This design comes from an exercise in tuning for small area, a short achievable clock period and few clock cycles on the open sky130 flow, not from production work. Function was checked by simulation only, so behaviour that the tests miss may differ from the original. The series may have gaps, and a smaller design here may also do less where the tests do not look.

$ cat design/flow/run.sh
#!/bin/bash
# synth_recipe.tcl (not shown) runs the flow's synth.tcl, then flattens the netlist and writes it again
# the make line also repeats each setting of config.mk as NAME=value (left out here)
make -C /OpenROAD-flow-scripts/flow DESIGN_CONFIG=/design/flow/config.mk WORK_HOME=/design/flow/orfs CLKGATE_MAP_FILE= SYNTH_SCRIPT=/design/flow/synth_recipe.tcl finish
$ cat design/flow/config.mk
export PLATFORM = sky130hd
export DESIGN_NAME = LinearRegressor
export DESIGN_NICKNAME = LinearRegressor
export VERILOG_FILES = /design/flow/design.v
export SDC_FILE = /design/flow/constraint.sdc
export NUM_CORES = 8
export LEC_CHECK = 0
export CAP_MARGIN = 20
export CORE_MARGIN = 2
export CORE_UTILIZATION = 45
export PLACE_DENSITY = 0.6
export SLEW_MARGIN = 20
$ cat design/flow/constraint.sdc
create_clock -name core_clock -period 360.0 [get_ports {clk}]
set_input_delay 72.0000 -clock core_clock [delete_from_list [all_inputs] [get_ports {clk}]]
set_output_delay 72.0000 -clock core_clock [all_outputs]
set_load 0.01 [all_outputs]
$ cat design/flow/design.v
module Controller(input clk, rst, Start, Cout1, Cout2, output reg [15:0] m, output reg Ready, en_x2, en_xx, en_xy, en_x, en_y, en_x_y, en_b0, en_b1, en_err, ld_1, ld_2, cnt1, cnt2);
	reg [3:0] nstate, pstate;
	parameter [3:0] idle = 0, read = 1, cal = 2, mult1 = 3, div1 = 4, sub1 = 5, div2 = 6, mult2 = 7, sub2 = 8, div3 = 9, err_init = 10, err = 11, final_err = 12, finish = 13;
	always @(pstate, Start, Cout1, Cout2) begin
		nstate = 0;
		m = 16'b0; Ready = 1'b0; en_x2 = 1'b0; en_xx = 1'b0; en_xy = 1'b0; en_x = 1'b0; en_y = 1'b0; en_x_y = 1'b0; en_b0 = 1'b0; en_b1 = 1'b0; en_err = 1'b0; ld_1 = 1'b0; ld_2 = 1'b0; cnt1 = 1'b0; cnt2 = 1'b0;
		case(pstate)
			idle: begin nstate = Start ? read : idle; Ready = 1'b1; end
			read: begin nstate = cal; ld_1 = 1'b1; ld_2 = 1'b1; end
			cal: begin nstate = Cout1 ? mult1 : cal; cnt1 = 1'b1; en_x = 1'b1; en_y = 1'b1; en_xy = 1'b1; en_xx = 1'b1; m[10] = 1'b1; m[8] = 1'd1; m[4] = 1'b1; m[2] = 1'b1; end
			mult1: begin nstate = div1; cnt2 = 1'b1; en_x2 = 1'b1; en_x_y = 1'b1; m[3] = 1'b1; m[7] = 1'b1; m[9] = 1'b1; ld_1 = 1'b1; end
			div1: begin nstate = sub1; cnt2 = 1'b1; en_x2 = 1'b1; en_x_y = 1'b1; m[15] = 1'b1; m[5] = 1'b1; end
			sub1: begin nstate = div2; cnt2 = 1'b1; en_xx = 1'b1; en_xy = 1'b1; m[13] = 1'b1; m[12] = 1'b1; end
			div2: begin nstate = mult2; cnt2 =1'b1; en_b1 = 1'b1; m[14] = 1'b1; end
			mult2: begin nstate = sub2; cnt2 = 1'b1; en_b0 = 1'b1; m[1] = 1'b1; m[3] = 1'b1; m[6] = 1'b1; m[11] = 1'b1; end
			sub2: begin nstate = div3; cnt2 = 1'b1; en_b0 = 1'b1; end
			div3: begin nstate = err_init; cnt2 = 1'b1; en_b0 = 1'b1; m[11] = 1'b1; ld_1 = 1'b1; end
			err_init: begin nstate = Cout2 ? err : err_init; cnt2 = 1'b1; end
			err: begin nstate = Cout1 ? final_err : err; cnt1 = 1'b1; en_err = 1'b1; end
			final_err: begin nstate = idle; en_err = 1'b1; end
			default: nstate = idle;
		endcase
	end
	always @(posedge clk, posedge rst) begin
		if(rst)
			pstate <= idle;
		else
			pstate <= nstate;
	end
endmodule		 
module DataLoader(input clk, rst, cnt1, cnt2, ld_1, ld_2, input [19:0] x_in, y_in, output [7:0] addr, output [19:0] xi, yi, output Cout1, Cout2);
	reg [7:0] PO1;
	reg [2:0] PO2;
	always @(posedge clk, posedge rst) begin
		if (rst)
			PO1 <= 8'b0;
		else begin
			if(ld_1)
				PO1 <= 8'd106;
			else if (cnt1) PO1 <= PO1 + 1;
		end
	end
	assign Cout1 = (cnt1) ? &{PO1, 1'b1} : 1'b0;
	always @(posedge clk, posedge rst) begin
		if (rst)
			PO2 <= 3'b0;
		else begin
			if(ld_2)
				PO2 <= 3'b0;
			else if (cnt2) PO2 <= PO2 + 1;
		end	
	end
	assign Cout2 = (cnt2) ? &{PO2, 1'b1} : 1'b0;
	assign addr = PO1 - 8'b01101010;
	assign xi = x_in;
	assign yi = y_in;
endmodule
module CoCalculator(input clk, rst, clr, en_x, en_y, en_xx, en_xy, en_x2, en_x_y, en_b0, en_b1, input [19:0] xi, yi, input [15:0] m, output [83:0] b0, output [55:0] b1);
	reg [27:0] reg_x;
	reg [27:0] reg_y;
	reg [55:0] reg_xx;
	reg [55:0] reg_x2;
	reg [55:0] reg_x_y;
	reg [55:0] reg_xy;
	reg [55:0] reg_b1;
	reg [83:0] reg_b0;
	always @(posedge clk, posedge rst) begin
		if(rst) begin
			reg_x <= 28'b0;
			reg_y <= 28'b0;
			reg_xx <= 56'b0;
			reg_x2 <= 56'b0;
			reg_x_y <= 56'b0;
			reg_xy <= 56'b0;
			reg_b1 <= 56'b0;
			reg_b0 <= 84'b0;
		end
		else if(clr) begin
			reg_x <= 28'b0;
			reg_y <= 28'b0;
			reg_xx <= 56'b0;
			reg_xy <= 56'b0;
		end
		else begin
			if(en_x)
				reg_x <= reg_x + {8'b0,xi};
			if(en_y)
				reg_y <= reg_y + {8'b0,yi};
			if(en_xx) begin
				if(m[10]) begin
					if(m[4])
						reg_xx <= reg_xx + (xi * xi);
					else 
						reg_xx <= reg_xx + (reg_x * reg_x);
				end
				else
					reg_xx <= reg_xx - reg_x2;
			end
			if(en_xy) begin
				if(m[8]) begin
					if(m[2] && m[3] == 1'b0)
						reg_xy <= reg_xy + (xi * yi);
				end
				else
					reg_xy <= reg_xy - reg_x_y;
			end
			if(en_x2) begin
				if(m[9])
					reg_x2 <= reg_x * reg_x;
				else
					reg_x2 <= reg_x2 / 8'b10010110;
			end
			if(en_x_y) begin
				if(m[7])
					reg_x_y <= reg_x * reg_y;
				else
					reg_x_y <= reg_x_y / 8'b10010110;
			end
			if(en_b1)
				reg_b1 <= (reg_xy << 10) / reg_xx;
			if(en_b0) begin
				if(m[11]) begin
					if(m[6])
						reg_b0 <= reg_b1 * reg_x;
					else
						reg_b0 <= reg_b0 / 8'b10010110;
				end
				else
					reg_b0 <= reg_y - (reg_b0 >> 10);
			end
		end
	end
	assign b0 = reg_b0;
	assign b1 = reg_b1;
endmodule
module ErrorChecker(input clk, rst, en_err, cnt1, input [19:0] xi, yi, input [19:0] b0, b1, output [19:0] err, output reg err_valid);
	reg [83:0] reg_err;
	always @(posedge clk, posedge rst) begin
		if(rst) begin
			reg_err <= 84'b0;
			err_valid <= 1'b0;
		end
		else begin
			err_valid <= en_err & cnt1;
			if(en_err)
				reg_err <= yi - b0 - ((b1 * xi) >> 10);
		end
	end
	assign err = reg_err[19:0];
endmodule
module LinearRegressor(input clk, rst, start, input [19:0] x_in, y_in, output [7:0] addr, output [19:0] Vect_E, output err_valid, output ready);
	wire [19:0] Xi, Yi, B0, B1;
	wire [15:0] M;
	wire En_x2, En_xx, En_xy, En_x, En_y, En_x_y, En_b0, En_b1, En_err, Ld_1, Ld_2, cnt_1, cnt_2, Co1, Co2;
	Controller CTRL(.clk(clk), .rst(rst), .Start(start), .Cout1(Co1), .Cout2(Co2), .m(M), .Ready(ready), .en_x2(En_x2), .en_xx(En_xx), .en_xy(En_xy), .en_x(En_x), .en_y(En_y), .en_x_y(En_x_y), .en_b0(En_b0), .en_b1(En_b1), .en_err(En_err), .ld_1(Ld_1), .ld_2(Ld_2), .cnt1(cnt_1), .cnt2(cnt_2));
	DataLoader DL(.clk(clk), .rst(rst), .cnt1(cnt_1), .cnt2(cnt_2), .ld_1(Ld_1), .ld_2(Ld_2), .x_in(x_in), .y_in(y_in), .addr(addr), .xi(Xi), .yi(Yi), .Cout1(Co1), .Cout2(Co2));
	CoCalculator CC(.clk(clk), .rst(rst), .clr(Ld_2), .en_x2(En_x2), .en_xx(En_xx), .en_xy(En_xy), .en_x(En_x), .en_y(En_y), .en_x_y(En_x_y), .en_b0(En_b0), .en_b1(En_b1), .xi(Xi), .yi(Yi), .m(M), .b0(B0), .b1(B1));
	ErrorChecker ECH(.clk(clk), .rst(rst), .en_err(En_err), .cnt1(cnt_1), .xi(Xi), .yi(Yi), .b1(B1), .b0(B0), .err(Vect_E), .err_valid(err_valid));
endmodule
**Run 1: clock routing**

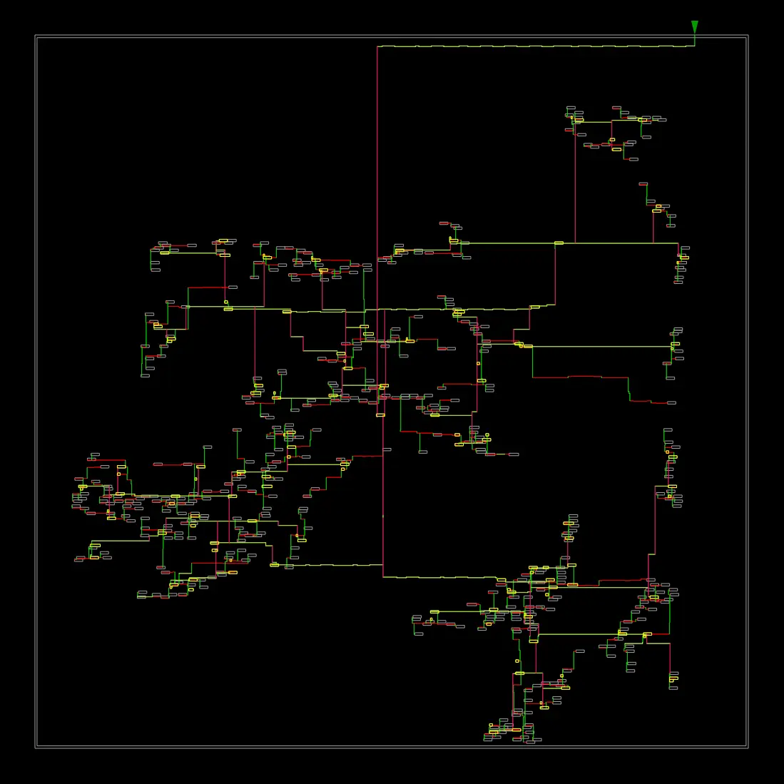
count of flip-flops and latches: 446
clock latency on the worst-skew pair: 870 ps
Layout Skew: 65.4 ps
Num CTS Buffers: 79
clock sink total: 446

**Run 1: signal wires on met3**

(1 px per um)
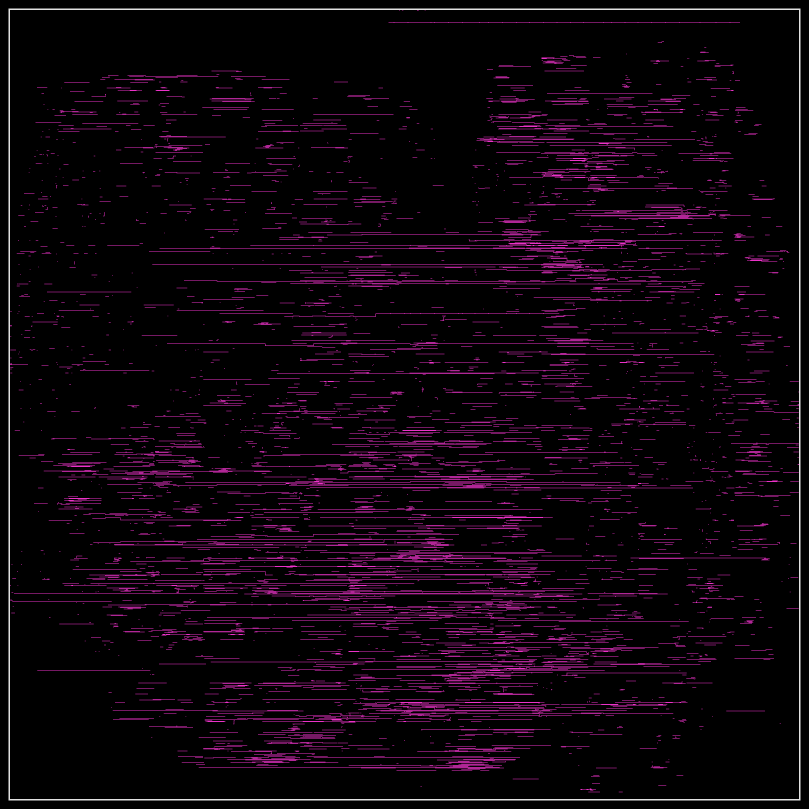
nets with wire on the layer: 2,014
longest straight run: 467 um
share of all routed wire: 7.3%
wire length on this layer: 67.2 mm
main direction: horizontal
drt total wl: 925,000 um
met3 GRT Util: 0.0471

==> run summary, run 1 <==
xor/xnor share of the synthesized area: 0.0485
syn_nets: 41,461
Synth Cell Area: 0.277 mm2
Buffers on Ports: 72
max layer used: met5
worst hold slack: 479 ps
slowest stage delay, CP: 520 ps
Residual DRC: 0
invs w/o clock: 4,496
clock-cell share of area: 0.00919
crit path from: CC.reg_xx[55]
hold buffers post-CTS: 0
worst hold path class: reg2reg
WL per Instance: 22.0 um
WL met3: 67,200 um
Die Footprint: 0.623 mm2
Yosys top cell by area: fa_1
CP Class: reg2reg
Hold EP: ECH.reg_err[13]
Seq cells post-synth: 446
die height: 789 um
data required time of the worst path: 360,680 ps
final instance area: 0.287 mm2
most common cell after layout, fill and taps aside: nand2_1
initial drt markers: 19,889
critical path depth in cells: 692
largest net degree at the start of global routing: 100
register area share after synthesis: 0.0402
Tapcells: 8,120
Core Area: 0.614 mm2
number of fill cells: 60,581
vias per inst: 5.93
multi-input logic area: 0.241 mm2
most frequent cells in the layout: nand2_1 (4,813), inv_1 (4,400), fa_1 (3,578), ha_1 (2,843), nor2_1 (1,765)
initial antenna violation count: 72
vias in the first global route: 243,806
Final Non-Filler Cells: 42,103
result of the run: finished clean
Synth cell types: 231
max-cap viol count: 0
Rel. slew slack: 0.170
Synth Instances: 34,997
initial core utilization: 0.451
Post-CTS Setup Inserts: 0
top cells by instance count after synthesis: nand2_1 (4,822), inv_1 (4,427), fa_1 (3,578), ha_1 (2,843), nor2_1 (1,774)
Clock Path Buffers: 4
first-pass GRT wire length: 1,430,000 um
Post-Synth Simple-Gate Area: 0.197
met2 WL: 415,000 um
register area: 0.0113 mm2
Setup crit end: CC.reg_b1[0]
dpl cells: 41,806
syn avg cell area: 7.92 um2
# resized after CTS: 0
final setup TNS: 0 ps
fmax: 2.98 MHz
Reg clk slew, reported paths: 60 ps
GRT Residual Overflow: 0
Final min period: 335,820 ps
Slew Limit Fails: 0
Antenna Cells: 89
ys async rst share: 1.00
Post-DRT Antenna Nets: 0
# IOs: 73
most used cell, CP: o21a_1
GRT Resource Usage Total: 0.291
Non-clock buffers: 567
most instantiated library cell after synthesis: nand2_1
element type at the critical path end: flop
WP buf/inv: 37
fin crit share: 0.933
Worst Hold Launch: ECH.reg_err[13]
Synth Area in Compound Gates: 0.210
Biggest register: CC.reg_b0
Area growth syn-to-layout: 3.54%
Synth area leaders: fa_1 (26%), ha_1 (13%), nand2_1 (6.5%)
Leading cell kind: multi-input combinational cells
die width: 789 um
combinational family with the most area after synthesis: adder cells
Placement Setup Slack: 13,900 ps
H-tree level count: 3
area share of fa/ha/maj cells after synthesis: 0.390
routability congestion estimate from global placement: 0.927
nets: 40,300
type of origin of the critical path: flop
CP arrival: 336,500 ps
Testbench counts for the RTL of run 1, summed over its fixed seeds: cycles 24,872.
**Run 1: register map, names as in the netlist**

(1 px per um)
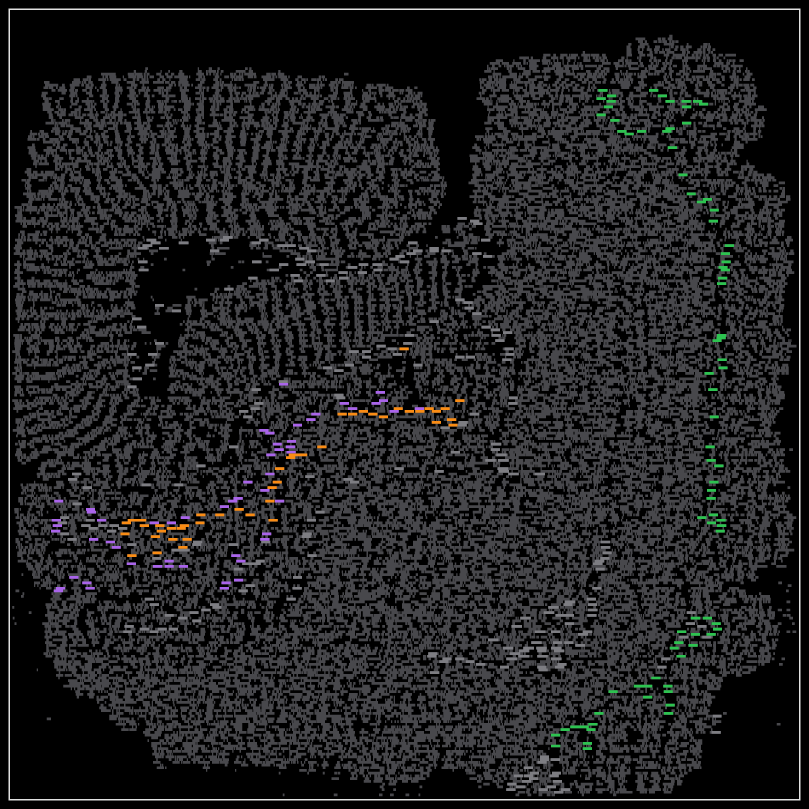
legend:
  `CC.reg_b0`:
    color: green
    placed_flops: 84
    where: a column on the right
  `CC.reg_xy`:
    color: orange
    placed_flops: 46
  `CC.reg_x2`:
    color: purple
    placed_flops: 56
not colored: 260
register fraction of the total cell area: 0.0394
Final Util: 0.467

**Run 1: met2 routing**

(1 px per um)
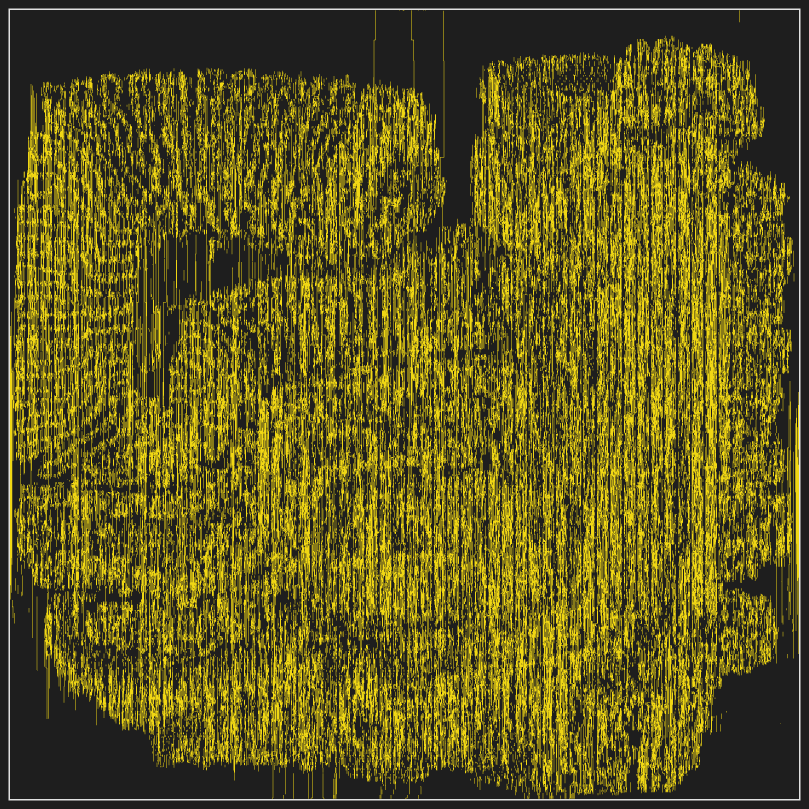
main direction: vertical
share of all routed wire: 45%
via count: 249,481
GRT met2 Usage: 0.467

--- run 2: outline of the changes from run 1 ---
design/flow/design.v: 159 -> 4240 lines; modules unchanged: 0
  lr_sq: new, 955 lines
  lr_mxy: new, 1791 lines
  lr_q1: new, 275 lines
  lr_q2: new, 347 lines
  lr_dstage: new, 200 lines
  lr_tw: new, 43 lines
  lr_tu: new, 67 lines
  lr_ta: new, 123 lines
  lr_add28: new, 116 lines
  lr_add20: new, 84 lines
  lr_add10: new, 44 lines
  lr_add9: new, 40 lines
  LinearRegressor: edited, 9 -> 126 lines
  lr_tstep: new, 16 lines
  lr_b0: new, 13 lines
  removed: Controller, DataLoader, CoCalculator, ErrorChecker
==> module lr_tu as of run 2 <==
module lr_tu(input q, input [7:0] B, h, input [1:0] f, output [9:0] U);
  wire n_1;
  wire n_2;
  wire n_3;
  wire n_4;
  wire n_5;
  wire n_6;
  wire n_7;
  wire n_8;
  wire n_9;
  wire n_10;
  wire n_11;
  wire n_12;
  wire n_13;
  wire n_14;
  wire n_15;
  wire n_16;
  wire n_17;
  wire n_18;
  wire n_19;
  wire n_20;
  wire n_21;
  wire n_22;
  wire n_23;
  wire n_24;
  wire n_25;
  wire n_26;
  wire n_27;
  wire n_28;
  wire n_29;
  wire n_30;
  wire n_31;
  wire n_32;
  assign n_1 = B[0] ^ (q & h[1]) ^ f[1];
  assign n_2 = (B[0] & (q & h[1])) | (B[0] & f[1]) | ((q & h[1]) & f[1]);
  assign n_3 = n_2 ^ B[1] ^ (q & h[2]);
  assign n_4 = (n_2 & B[1]) | (n_2 & (q & h[2])) | (B[1] & (q & h[2]));
  assign n_5 = n_4 ^ B[2] ^ (q & h[3]);
  assign n_6 = (n_4 & B[2]) | (n_4 & (q & h[3])) | (B[2] & (q & h[3]));
  assign n_7 = n_6 ^ B[3] ^ (q & h[4]);
  assign n_8 = (n_6 & B[3]) | (n_6 & (q & h[4])) | (B[3] & (q & h[4]));
  assign n_9 = n_8 ^ B[4] ^ (q & h[5]);
  assign n_10 = (n_8 & B[4]) | (n_8 & (q & h[5])) | (B[4] & (q & h[5]));
  assign n_11 = n_10 ^ B[5] ^ (q & h[6]);
  assign n_12 = (n_10 & B[5]) | (n_10 & (q & h[6])) | (B[5] & (q & h[6]));
  assign n_13 = n_12 ^ B[6] ^ (q & h[7]);
  assign n_14 = (n_12 & B[6]) | (n_12 & (q & h[7])) | (B[6] & (q & h[7]));
  assign n_15 = (q & h[0]) ^ f[0];
  assign n_16 = (q & h[0]) & f[0];
  assign n_17 = n_1 ^ n_16;
  assign n_18 = n_1 & n_16;
  assign n_19 = n_3 ^ n_18;
  assign n_20 = n_3 & n_18;
  assign n_21 = n_5 ^ n_20;
  assign n_22 = n_5 & n_20;
  assign n_23 = n_7 ^ n_22;
  assign n_24 = n_7 & n_22;
  assign n_25 = n_9 ^ n_24;
  assign n_26 = n_9 & n_24;
  assign n_27 = n_11 ^ n_26;
  assign n_28 = n_11 & n_26;
  assign n_29 = n_13 ^ n_28;
  assign n_30 = n_13 & n_28;
  assign n_31 = n_14 ^ B[7] ^ n_30;
  assign n_32 = (n_14 & B[7]) | (n_14 & n_30) | (B[7] & n_30);
  assign U = {n_32, n_31, n_29, n_27, n_25, n_23, n_21, n_19, n_17, n_15};
endmodule
==> module lr_add20 as of run 2 <==
module lr_add20(input [19:0] a, b, input ci, output [19:0] s, output co);
  wire n_1;
  wire n_2;
  wire n_3;
  wire n_4;
  wire n_5;
  wire n_6;
  wire n_7;
  wire n_8;
  wire n_9;
  wire n_10;
  wire n_11;
  wire n_12;
  wire n_13;
  wire n_14;
  wire n_15;
  wire n_16;
  wire n_17;
  wire n_18;
  wire n_19;
  wire n_20;
  wire n_21;
  wire n_22;
  wire n_23;
  wire n_24;
  wire n_25;
  wire n_26;
  wire n_27;
  wire n_28;
  wire n_29;
  wire n_30;
  wire n_31;
  wire n_32;
  wire n_33;
  wire n_34;
  wire n_35;
  wire n_36;
  wire n_37;
  wire n_38;
  wire n_39;
  wire n_40;
  assign n_1 = a[0] ^ b[0] ^ ci;
  assign n_2 = (a[0] & b[0]) | (a[0] & ci) | (b[0] & ci);
  assign n_3 = n_2 ^ a[1] ^ b[1];
  assign n_4 = (n_2 & a[1]) | (n_2 & b[1]) | (a[1] & b[1]);
  assign n_5 = n_4 ^ a[2] ^ b[2];
  assign n_6 = (n_4 & a[2]) | (n_4 & b[2]) | (a[2] & b[2]);
  assign n_7 = n_6 ^ a[3] ^ b[3];
  assign n_8 = (n_6 & a[3]) | (n_6 & b[3]) | (a[3] & b[3]);
  assign n_9 = n_8 ^ a[4] ^ b[4];
  assign n_10 = (n_8 & a[4]) | (n_8 & b[4]) | (a[4] & b[4]);
  assign n_11 = n_10 ^ a[5] ^ b[5];
  assign n_12 = (n_10 & a[5]) | (n_10 & b[5]) | (a[5] & b[5]);
  assign n_13 = n_12 ^ a[6] ^ b[6];
  assign n_14 = (n_12 & a[6]) | (n_12 & b[6]) | (a[6] & b[6]);
  assign n_15 = n_14 ^ a[7] ^ b[7];
  assign n_16 = (n_14 & a[7]) | (n_14 & b[7]) | (a[7] & b[7]);
  assign n_17 = n_16 ^ a[8] ^ b[8];
  assign n_18 = (n_16 & a[8]) | (n_16 & b[8]) | (a[8] & b[8]);
  assign n_19 = n_18 ^ a[9] ^ b[9];
  assign n_20 = (n_18 & a[9]) | (n_18 & b[9]) | (a[9] & b[9]);
  assign n_21 = n_20 ^ a[10] ^ b[10];
  assign n_22 = (n_20 & a[10]) | (n_20 & b[10]) | (a[10] & b[10]);
  assign n_23 = n_22 ^ a[11] ^ b[11];
  assign n_24 = (n_22 & a[11]) | (n_22 & b[11]) | (a[11] & b[11]);
  assign n_25 = n_24 ^ a[12] ^ b[12];
  assign n_26 = (n_24 & a[12]) | (n_24 & b[12]) | (a[12] & b[12]);
  assign n_27 = n_26 ^ a[13] ^ b[13];
  assign n_28 = (n_26 & a[13]) | (n_26 & b[13]) | (a[13] & b[13]);
  assign n_29 = n_28 ^ a[14] ^ b[14];
  assign n_30 = (n_28 & a[14]) | (n_28 & b[14]) | (a[14] & b[14]);
  assign n_31 = n_30 ^ a[15] ^ b[15];
  assign n_32 = (n_30 & a[15]) | (n_30 & b[15]) | (a[15] & b[15]);
  assign n_33 = n_32 ^ a[16] ^ b[16];
  assign n_34 = (n_32 & a[16]) | (n_32 & b[16]) | (a[16] & b[16]);
  assign n_35 = n_34 ^ a[17] ^ b[17];
  assign n_36 = (n_34 & a[17]) | (n_34 & b[17]) | (a[17] & b[17]);
  assign n_37 = n_36 ^ a[18] ^ b[18];
  assign n_38 = (n_36 & a[18]) | (n_36 & b[18]) | (a[18] & b[18]);
  assign n_39 = n_38 ^ a[19] ^ b[19];
  assign n_40 = (n_38 & a[19]) | (n_38 & b[19]) | (a[19] & b[19]);
  assign s = {n_39, n_37, n_35, n_33, n_31, n_29, n_27, n_25, n_23, n_21, n_19, n_17, n_15, n_13, n_11, n_9, n_7, n_5, n_3, n_1};
  assign co = n_40;
endmodule
==> module lr_tstep as of run 2 <==
module lr_tstep(input q, input [19:0] A, input [7:0] B, input [9:0] L, Sl, input [7:0] h, input [9:0] g, output [19:0] An, output [7:0] Bn, output [9:0] Ln, output ov);
	wire [11:0] W;
	lr_tw TW(.q(q), .L(L), .Sl(Sl), .W(W));
	assign Ln = W[9:0];
	wire [9:0] U;
	lr_tu TU(.q(q), .B(B), .h(h), .f(W[11:10]), .U(U));
	wire ua = U >= 10'd300;
	wire [9:0] Ua = ua ? U - 10'd300 : U;
	wire ub = Ua >= 10'd150;
	wire [9:0] Ub = ub ? Ua - 10'd150 : Ua;
	assign Bn = Ub[7:0];
	wire [20:0] As;
	lr_ta TA(.q(q), .A(A), .g(g), .e({ua, ub}), .An(As));
	assign An = As[19:0];
	assign ov = A[19] | As[20];
endmodule
==> module lr_b0 as of run 2 <==
module lr_b0(input [19:0] c, input [7:0] d, input [19:0] A, input [7:0] B, input ovf, output [19:0] b0);
	localparam [19:0] K = 20'h1b4e8;     
	wire [19:0] D;
	wire nb;
	lr_add20 AD(.a(c), .b(~A), .ci(1'b1), .s(D), .co(nb));
	wire bgt = B > d;
	wire wrap = ovf | ~nb | ((D == 20'd0) & bgt);
	wire zneg = {1'b0, B} > {1'b0, d} + 9'd16;
	wire zbig = {1'b0, d} >= {1'b0, B} + 9'd134;
	wire [19:0] corr = wrap ? (zneg ? K - 20'd1 : (zbig ? K + 20'd1 : K)) : (bgt ? 20'hFFFFF : 20'd0);
	wire bc;
	lr_add20 AB(.a(D), .b(corr), .ci(1'b0), .s(b0), .co(bc));
endmodule
==> module lr_dstage as of run 2 <==
module lr_dstage(input [48:0] rn, input [47:0] nv, output [47:0] d, output co);
  wire n_1;
  wire n_2;
  wire n_3;
  wire n_4;
  wire n_5;
  wire n_6;
  wire n_7;
  wire n_8;
  wire n_9;
  wire n_10;
  wire n_11;
  wire n_12;
  wire n_13;
  wire n_14;
  wire n_15;
  wire n_16;
  wire n_17;
  wire n_18;
  wire n_19;
  wire n_20;
  wire n_21;
  wire n_22;
  wire n_23;
  wire n_24;
  wire n_25;
  wire n_26;
  wire n_27;
  wire n_28;
  wire n_29;
  wire n_30;
  wire n_31;
  wire n_32;
  wire n_33;
  wire n_34;
  wire n_35;
  wire n_36;
  wire n_37;
  wire n_38;
  wire n_39;
  wire n_40;
  wire n_41;
  wire n_42;
  wire n_43;
  wire n_44;
  wire n_45;
  wire n_46;
  wire n_47;
  wire n_48;
  wire n_49;
  wire n_50;
  wire n_51;
  wire n_52;
  wire n_53;
  wire n_54;
  wire n_55;
  wire n_56;
  wire n_57;
  wire n_58;
  wire n_59;
  wire n_60;
  wire n_61;
  wire n_62;
  wire n_63;
  wire n_64;
  wire n_65;
  wire n_66;
  wire n_67;
  wire n_68;
  wire n_69;
  wire n_70;
  wire n_71;
  wire n_72;
  wire n_73;
  wire n_74;
  wire n_75;
  wire n_76;
  wire n_77;
  wire n_78;
  wire n_79;
  wire n_80;
  wire n_81;
  wire n_82;
  wire n_83;
  wire n_84;
  wire n_85;
  wire n_86;
  wire n_87;
  wire n_88;
  wire n_89;
  wire n_90;
  wire n_91;
  wire n_92;
  wire n_93;
  wire n_94;
  wire n_95;
  wire n_96;
  wire n_97;
  wire n_98;
  assign n_1 = rn[0] ^ nv[0] ^ 1'b1;
  assign n_2 = (rn[0] & nv[0]) | (rn[0] & 1'b1) | (nv[0] & 1'b1);
  assign n_3 = n_2 ^ rn[1] ^ nv[1];
  assign n_4 = (n_2 & rn[1]) | (n_2 & nv[1]) | (rn[1] & nv[1]);
  assign n_5 = n_4 ^ rn[2] ^ nv[2];
  assign n_6 = (n_4 & rn[2]) | (n_4 & nv[2]) | (rn[2] & nv[2]);
  assign n_7 = n_6 ^ rn[3] ^ nv[3];
  assign n_8 = (n_6 & rn[3]) | (n_6 & nv[3]) | (rn[3] & nv[3]);
  assign n_9 = n_8 ^ rn[4] ^ nv[4];
  assign n_10 = (n_8 & rn[4]) | (n_8 & nv[4]) | (rn[4] & nv[4]);
  assign n_11 = n_10 ^ rn[5] ^ nv[5];
  assign n_12 = (n_10 & rn[5]) | (n_10 & nv[5]) | (rn[5] & nv[5]);
  assign n_13 = n_12 ^ rn[6] ^ nv[6];
  assign n_14 = (n_12 & rn[6]) | (n_12 & nv[6]) | (rn[6] & nv[6]);
  assign n_15 = n_14 ^ rn[7] ^ nv[7];
  assign n_16 = (n_14 & rn[7]) | (n_14 & nv[7]) | (rn[7] & nv[7]);
  assign n_17 = n_16 ^ rn[8] ^ nv[8];
  assign n_18 = (n_16 & rn[8]) | (n_16 & nv[8]) | (rn[8] & nv[8]);
  assign n_19 = n_18 ^ rn[9] ^ nv[9];
  assign n_20 = (n_18 & rn[9]) | (n_18 & nv[9]) | (rn[9] & nv[9]);
  assign n_21 = n_20 ^ rn[10] ^ nv[10];
  assign n_22 = (n_20 & rn[10]) | (n_20 & nv[10]) | (rn[10] & nv[10]);
  assign n_23 = n_22 ^ rn[11] ^ nv[11];
  assign n_24 = (n_22 & rn[11]) | (n_22 & nv[11]) | (rn[11] & nv[11]);
  assign n_25 = n_24 ^ rn[12] ^ nv[12];
  assign n_26 = (n_24 & rn[12]) | (n_24 & nv[12]) | (rn[12] & nv[12]);
  assign n_27 = n_26 ^ rn[13] ^ nv[13];
  assign n_28 = (n_26 & rn[13]) | (n_26 & nv[13]) | (rn[13] & nv[13]);
  assign n_29 = n_28 ^ rn[14] ^ nv[14];
  assign n_30 = (n_28 & rn[14]) | (n_28 & nv[14]) | (rn[14] & nv[14]);
  assign n_31 = n_30 ^ rn[15] ^ nv[15];
  assign n_32 = (n_30 & rn[15]) | (n_30 & nv[15]) | (rn[15] & nv[15]);
  assign n_33 = n_32 ^ rn[16] ^ nv[16];
  assign n_34 = (n_32 & rn[16]) | (n_32 & nv[16]) | (rn[16] & nv[16]);
  assign n_35 = n_34 ^ rn[17] ^ nv[17];
  assign n_36 = (n_34 & rn[17]) | (n_34 & nv[17]) | (rn[17] & nv[17]);
  assign n_37 = n_36 ^ rn[18] ^ nv[18];
  assign n_38 = (n_36 & rn[18]) | (n_36 & nv[18]) | (rn[18] & nv[18]);
  assign n_39 = n_38 ^ rn[19] ^ nv[19];
  assign n_40 = (n_38 & rn[19]) | (n_38 & nv[19]) | (rn[19] & nv[19]);
  assign n_41 = n_40 ^ rn[20] ^ nv[20];
  assign n_42 = (n_40 & rn[20]) | (n_40 & nv[20]) | (rn[20] & nv[20]);
  assign n_43 = n_42 ^ rn[21] ^ nv[21];
  assign n_44 = (n_42 & rn[21]) | (n_42 & nv[21]) | (rn[21] & nv[21]);
  assign n_45 = n_44 ^ rn[22] ^ nv[22];
  assign n_46 = (n_44 & rn[22]) | (n_44 & nv[22]) | (rn[22] & nv[22]);
  assign n_47 = n_46 ^ rn[23] ^ nv[23];
  assign n_48 = (n_46 & rn[23]) | (n_46 & nv[23]) | (rn[23] & nv[23]);
  assign n_49 = n_48 ^ rn[24] ^ nv[24];
  assign n_50 = (n_48 & rn[24]) | (n_48 & nv[24]) | (rn[24] & nv[24]);
  assign n_51 = n_50 ^ rn[25] ^ nv[25];
  assign n_52 = (n_50 & rn[25]) | (n_50 & nv[25]) | (rn[25] & nv[25]);
  assign n_53 = n_52 ^ rn[26] ^ nv[26];
  assign n_54 = (n_52 & rn[26]) | (n_52 & nv[26]) | (rn[26] & nv[26]);
  assign n_55 = n_54 ^ rn[27] ^ nv[27];
  assign n_56 = (n_54 & rn[27]) | (n_54 & nv[27]) | (rn[27] & nv[27]);
  assign n_57 = n_56 ^ rn[28] ^ nv[28];
  assign n_58 = (n_56 & rn[28]) | (n_56 & nv[28]) | (rn[28] & nv[28]);
  assign n_59 = n_58 ^ rn[29] ^ nv[29];
  assign n_60 = (n_58 & rn[29]) | (n_58 & nv[29]) | (rn[29] & nv[29]);
  assign n_61 = n_60 ^ rn[30] ^ nv[30];
  assign n_62 = (n_60 & rn[30]) | (n_60 & nv[30]) | (rn[30] & nv[30]);
  assign n_63 = n_62 ^ rn[31] ^ nv[31];
  assign n_64 = (n_62 & rn[31]) | (n_62 & nv[31]) | (rn[31] & nv[31]);
  assign n_65 = n_64 ^ rn[32] ^ nv[32];
  assign n_66 = (n_64 & rn[32]) | (n_64 & nv[32]) | (rn[32] & nv[32]);
  assign n_67 = n_66 ^ rn[33] ^ nv[33];
  assign n_68 = (n_66 & rn[33]) | (n_66 & nv[33]) | (rn[33] & nv[33]);
  assign n_69 = n_68 ^ rn[34] ^ nv[34];
  assign n_70 = (n_68 & rn[34]) | (n_68 & nv[34]) | (rn[34] & nv[34]);
  assign n_71 = n_70 ^ rn[35] ^ nv[35];
  assign n_72 = (n_70 & rn[35]) | (n_70 & nv[35]) | (rn[35] & nv[35]);
  assign n_73 = n_72 ^ rn[36] ^ nv[36];
  assign n_74 = (n_72 & rn[36]) | (n_72 & nv[36]) | (rn[36] & nv[36]);
  assign n_75 = n_74 ^ rn[37] ^ nv[37];
  assign n_76 = (n_74 & rn[37]) | (n_74 & nv[37]) | (rn[37] & nv[37]);
  assign n_77 = n_76 ^ rn[38] ^ nv[38];
  assign n_78 = (n_76 & rn[38]) | (n_76 & nv[38]) | (rn[38] & nv[38]);
  assign n_79 = n_78 ^ rn[39] ^ nv[39];
  assign n_80 = (n_78 & rn[39]) | (n_78 & nv[39]) | (rn[39] & nv[39]);
  assign n_81 = n_80 ^ rn[40] ^ nv[40];
  assign n_82 = (n_80 & rn[40]) | (n_80 & nv[40]) | (rn[40] & nv[40]);
  assign n_83 = n_82 ^ rn[41] ^ nv[41];
  assign n_84 = (n_82 & rn[41]) | (n_82 & nv[41]) | (rn[41] & nv[41]);
  assign n_85 = n_84 ^ rn[42] ^ nv[42];
  assign n_86 = (n_84 & rn[42]) | (n_84 & nv[42]) | (rn[42] & nv[42]);
  assign n_87 = n_86 ^ rn[43] ^ nv[43];
  assign n_88 = (n_86 & rn[43]) | (n_86 & nv[43]) | (rn[43] & nv[43]);
  assign n_89 = n_88 ^ rn[44] ^ nv[44];
  assign n_90 = (n_88 & rn[44]) | (n_88 & nv[44]) | (rn[44] & nv[44]);
  assign n_91 = n_90 ^ rn[45] ^ nv[45];
  assign n_92 = (n_90 & rn[45]) | (n_90 & nv[45]) | (rn[45] & nv[45]);
  assign n_93 = n_92 ^ rn[46] ^ nv[46];
  assign n_94 = (n_92 & rn[46]) | (n_92 & nv[46]) | (rn[46] & nv[46]);
  assign n_95 = n_94 ^ rn[47] ^ nv[47];
  assign n_96 = (n_94 & rn[47]) | (n_94 & nv[47]) | (rn[47] & nv[47]);
  assign n_97 = n_96 ^ rn[48] ^ 1'b1;
  assign n_98 = (n_96 & rn[48]) | (n_96 & 1'b1) | (rn[48] & 1'b1);
  assign d = {n_95, n_93, n_91, n_89, n_87, n_85, n_83, n_81, n_79, n_77, n_75, n_73, n_71, n_69, n_67, n_65, n_63, n_61, n_59, n_57, n_55, n_53, n_51, n_49, n_47, n_45, n_43, n_41, n_39, n_37, n_35, n_33, n_31, n_29, n_27, n_25, n_23, n_21, n_19, n_17, n_15, n_13, n_11, n_9, n_7, n_5, n_3, n_1};
  assign co = n_98;
endmodule
**Run 2: register map, names as in the netlist**

(1.5 px per um)
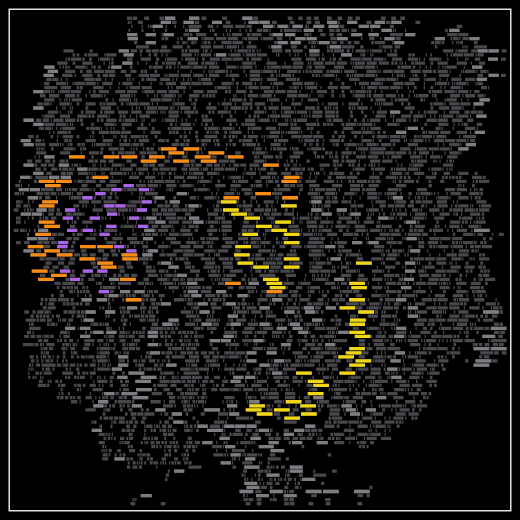
legend:
  `SY`:
    color: purple
    placed_flops: 28
    where: left middle
  `QN`:
    color: orange
    placed_flops: 46
  `Q1`:
    color: yellow
    placed_flops: 48
not colored: 276
register fraction of the total cell area: 0.174
Final Util: 0.491

**Run 2: met2 routing**

(1 px per um)
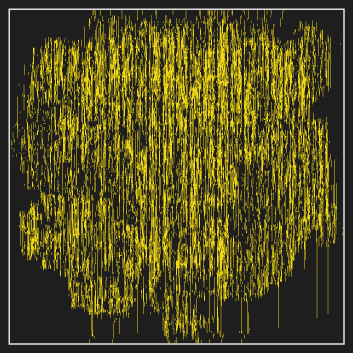
nets with wire on the layer: 5,145
share of all routed wire: 46%
wire length on this layer: 59.8 mm
drt total wl: 129,000 um
GRT met2 Usage: 0.396
via count: 33,451

**Run 2: logic cells by family**

(1.5 px per um)
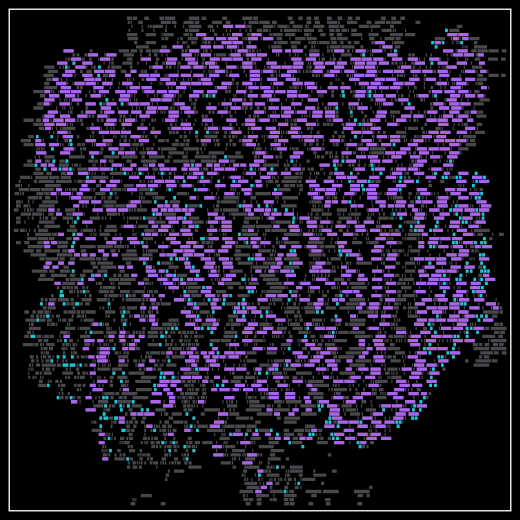
legend:
  and/or cells:
    color: cyan
    cells: 379
    most_used: and2_1
  fa/ha/maj cells:
    color: purple
    cells: 1,198
    most_used: fa_1
    where: widely spread
most common cell after layout, fill and taps aside: inv_1
Final Non-Filler Cells: 6,433
fraction of area in multi-input gates: 0.666

==> run summary, run 2 <==
invs w/o clock: 939
1st-pass router iterations: 5
WL met3: 7580 um
register area share after synthesis: 0.188
data required time of the worst path: 288,000 ps
Placement Setup Slack: 286,800 ps
Rel. slew slack: 0.324
vias in the first global route: 35,871
hold buffers post-CTS: 0
final instance area: 0.0528 mm2
Fin. Hold Viols: 0
Post-CTS Setup Inserts: 0
critical path fanouts, max: 5
nets: 6,226
# IOs: 73
Non-clock buffers: 161
share of layout cells above drive strength 1: 0.0740
Data buffer area share: 0.0263
# resized after CTS: 0
syn avg cell area: 9.70 um2
xor/xnor share of the synthesized area: 0.0148
delay-heaviest family, CP: buffers and inverters
clock buf count: 59
count of flip-flops and latches: 398
multi-input logic area: 0.0352 mm2
dpl cells: 6,334
Hold EP: SX[18]
Buffers on Ports: 72
Post-DRT Antenna Nets: 0
final setup fails: 0
Die Footprint: 0.111 mm2
initial drt markers: 1,660
unrepaired setup endpoints after global routing: no
gr busiest metal: met2
worst hold path class: reg2reg
Cell Area, Placed: 0.0510 mm2
element type at the critical path end: output port
met2 WL: 59,800 um
CTS root buffer: clkbuf_16
result of the run: finished clean
Seq cells post-synth: 398
main flop type after synthesis: dfxtp_1
max-cap viol count: 0
Area growth syn-to-layout: 8.13%
Residual DRC: 0
multi-input gates: 3,433
number of synthesized flops with an enable pin: 112
R2R depth: 158
clock-cell share of area: 0.0329
worst hold slack: 447 ps
area share of fa/ha/maj cells after synthesis: 0.447
Worst R2R End: ovf
CTS tree: yes
Core Rows: 120
CP Class: reg2out
GRT Resource Usage Total: 0.244
WP buf/inv: 1
Yosys top cell area share: 0.374
Post-Synth Simple-Gate Area: 0.156
YS warnings: 1
Layout Skew: 55.6 ps
r2r setup slk: 297,770 ps
critical register-to-register path startpoint: cnt[0]
most frequent cells in the layout: inv_1 (934), fa_1 (911), nand2_1 (647), and2_1 (308), ha_1 (287)
Yosys top cell by area: fa_1
first-pass GRT wire length: 209,000 um
Hold Path Cell Cnt: 2
WL per Instance: 20.1 um
CP arrival: 1820 ps
clock sink total: 398
Synth Area in Compound Gates: 0.0570
Setup crit end: addr[7]
Final WS setup: 286,180 ps
Antenna Cells: 1
Synth cell types: 97
biggest regs: Q1: 48 flops, SXX: 48 flops, SXY: 48 flops
Worst Hold Launch: SX[17]
hpwl dp: 95,200 um
Tapcells: 1,403
Synth Instances: 5,028
critical-path cell list: clkdlybuf4s50_1
Reg clk slew, reported paths: 60 ps
H-tree level count: 2
GRT Residual Overflow: 0
Clock Path Buffers: 3
clock latency on the worst-skew pair: 690 ps
slowest cell on the critical path: clkdlybuf4s50_1
met1 global-route usage: 0.331
Synth area leaders: fa_1 (37%), dfxtp_1 (11%), ha_1 (7.4%)
critical path depth in cells: 1
worst slew pin tran: 1010 ps
Final min period: 73,820 ps
vias per inst: 5.20
register area: 0.00918 mm2
Synth Cell Area: 0.0488 mm2
crit path from: cnt[7]
combinational family with the most area after synthesis: adder cells
die height: 333 um
number of fill cells: 10,023
ys async rst share: 0.0352
Num CTS Buffers: 52
Leading cell kind: multi-input combinational cells
slowest stage delay, CP: 740 ps
initial antenna violation count: 3
Met1 Wirelength: 56,700 um
fin crit share: 0.205
max layer used: met5
die width: 333 um
routability congestion estimate from global placement: 0.879
largest net degree at the start of global routing: 76
Core Area: 0.107 mm2
fmax: 13.5 MHz
initial core utilization: 0.454
type of origin of the critical path: flop
final setup TNS: 0 ps
most instantiated library cell after synthesis: inv_1
syn_nets: 6,269
top cells by instance count after synthesis: inv_1 (936), fa_1 (911), nand2_1 (648), and2_1 (309), ha_1 (287)
mux cell area share after synthesis: 0.0442
Slew Limit Fails: 0
met3 GRT Util: 0.0380
Testbench counts for the RTL of run 2, summed over its fixed seeds: cycles 28,712.

afterwards: timing with drivers on the ports:
How much do the figures lean on ideal ports? The routed layouts below were timed once more, with nothing changed but the port constraints. Step 1: set_driving_cell puts a clkbuf_16 on clk and a buf_2 on each other input, an assumption about the parent block. Step 2 also shifts input and output timing later by t, the mid clock arrival at the registers, as if the neighbouring blocks saw the same clock. Three values: ideal, step 1, step 2; two values: the first two.
run | shift t [ns] | setup slack, ns | worst register clock-pin slew, ns
run 1 | 0.968 | 24.176 / 24.176 / 24.176 | 0.09 / 0.09
run 2 | 0.734 | 286.183 / 286.110 / 286.844 | 0.08 / 0.08
After both steps every run listed still meets setup and hold.
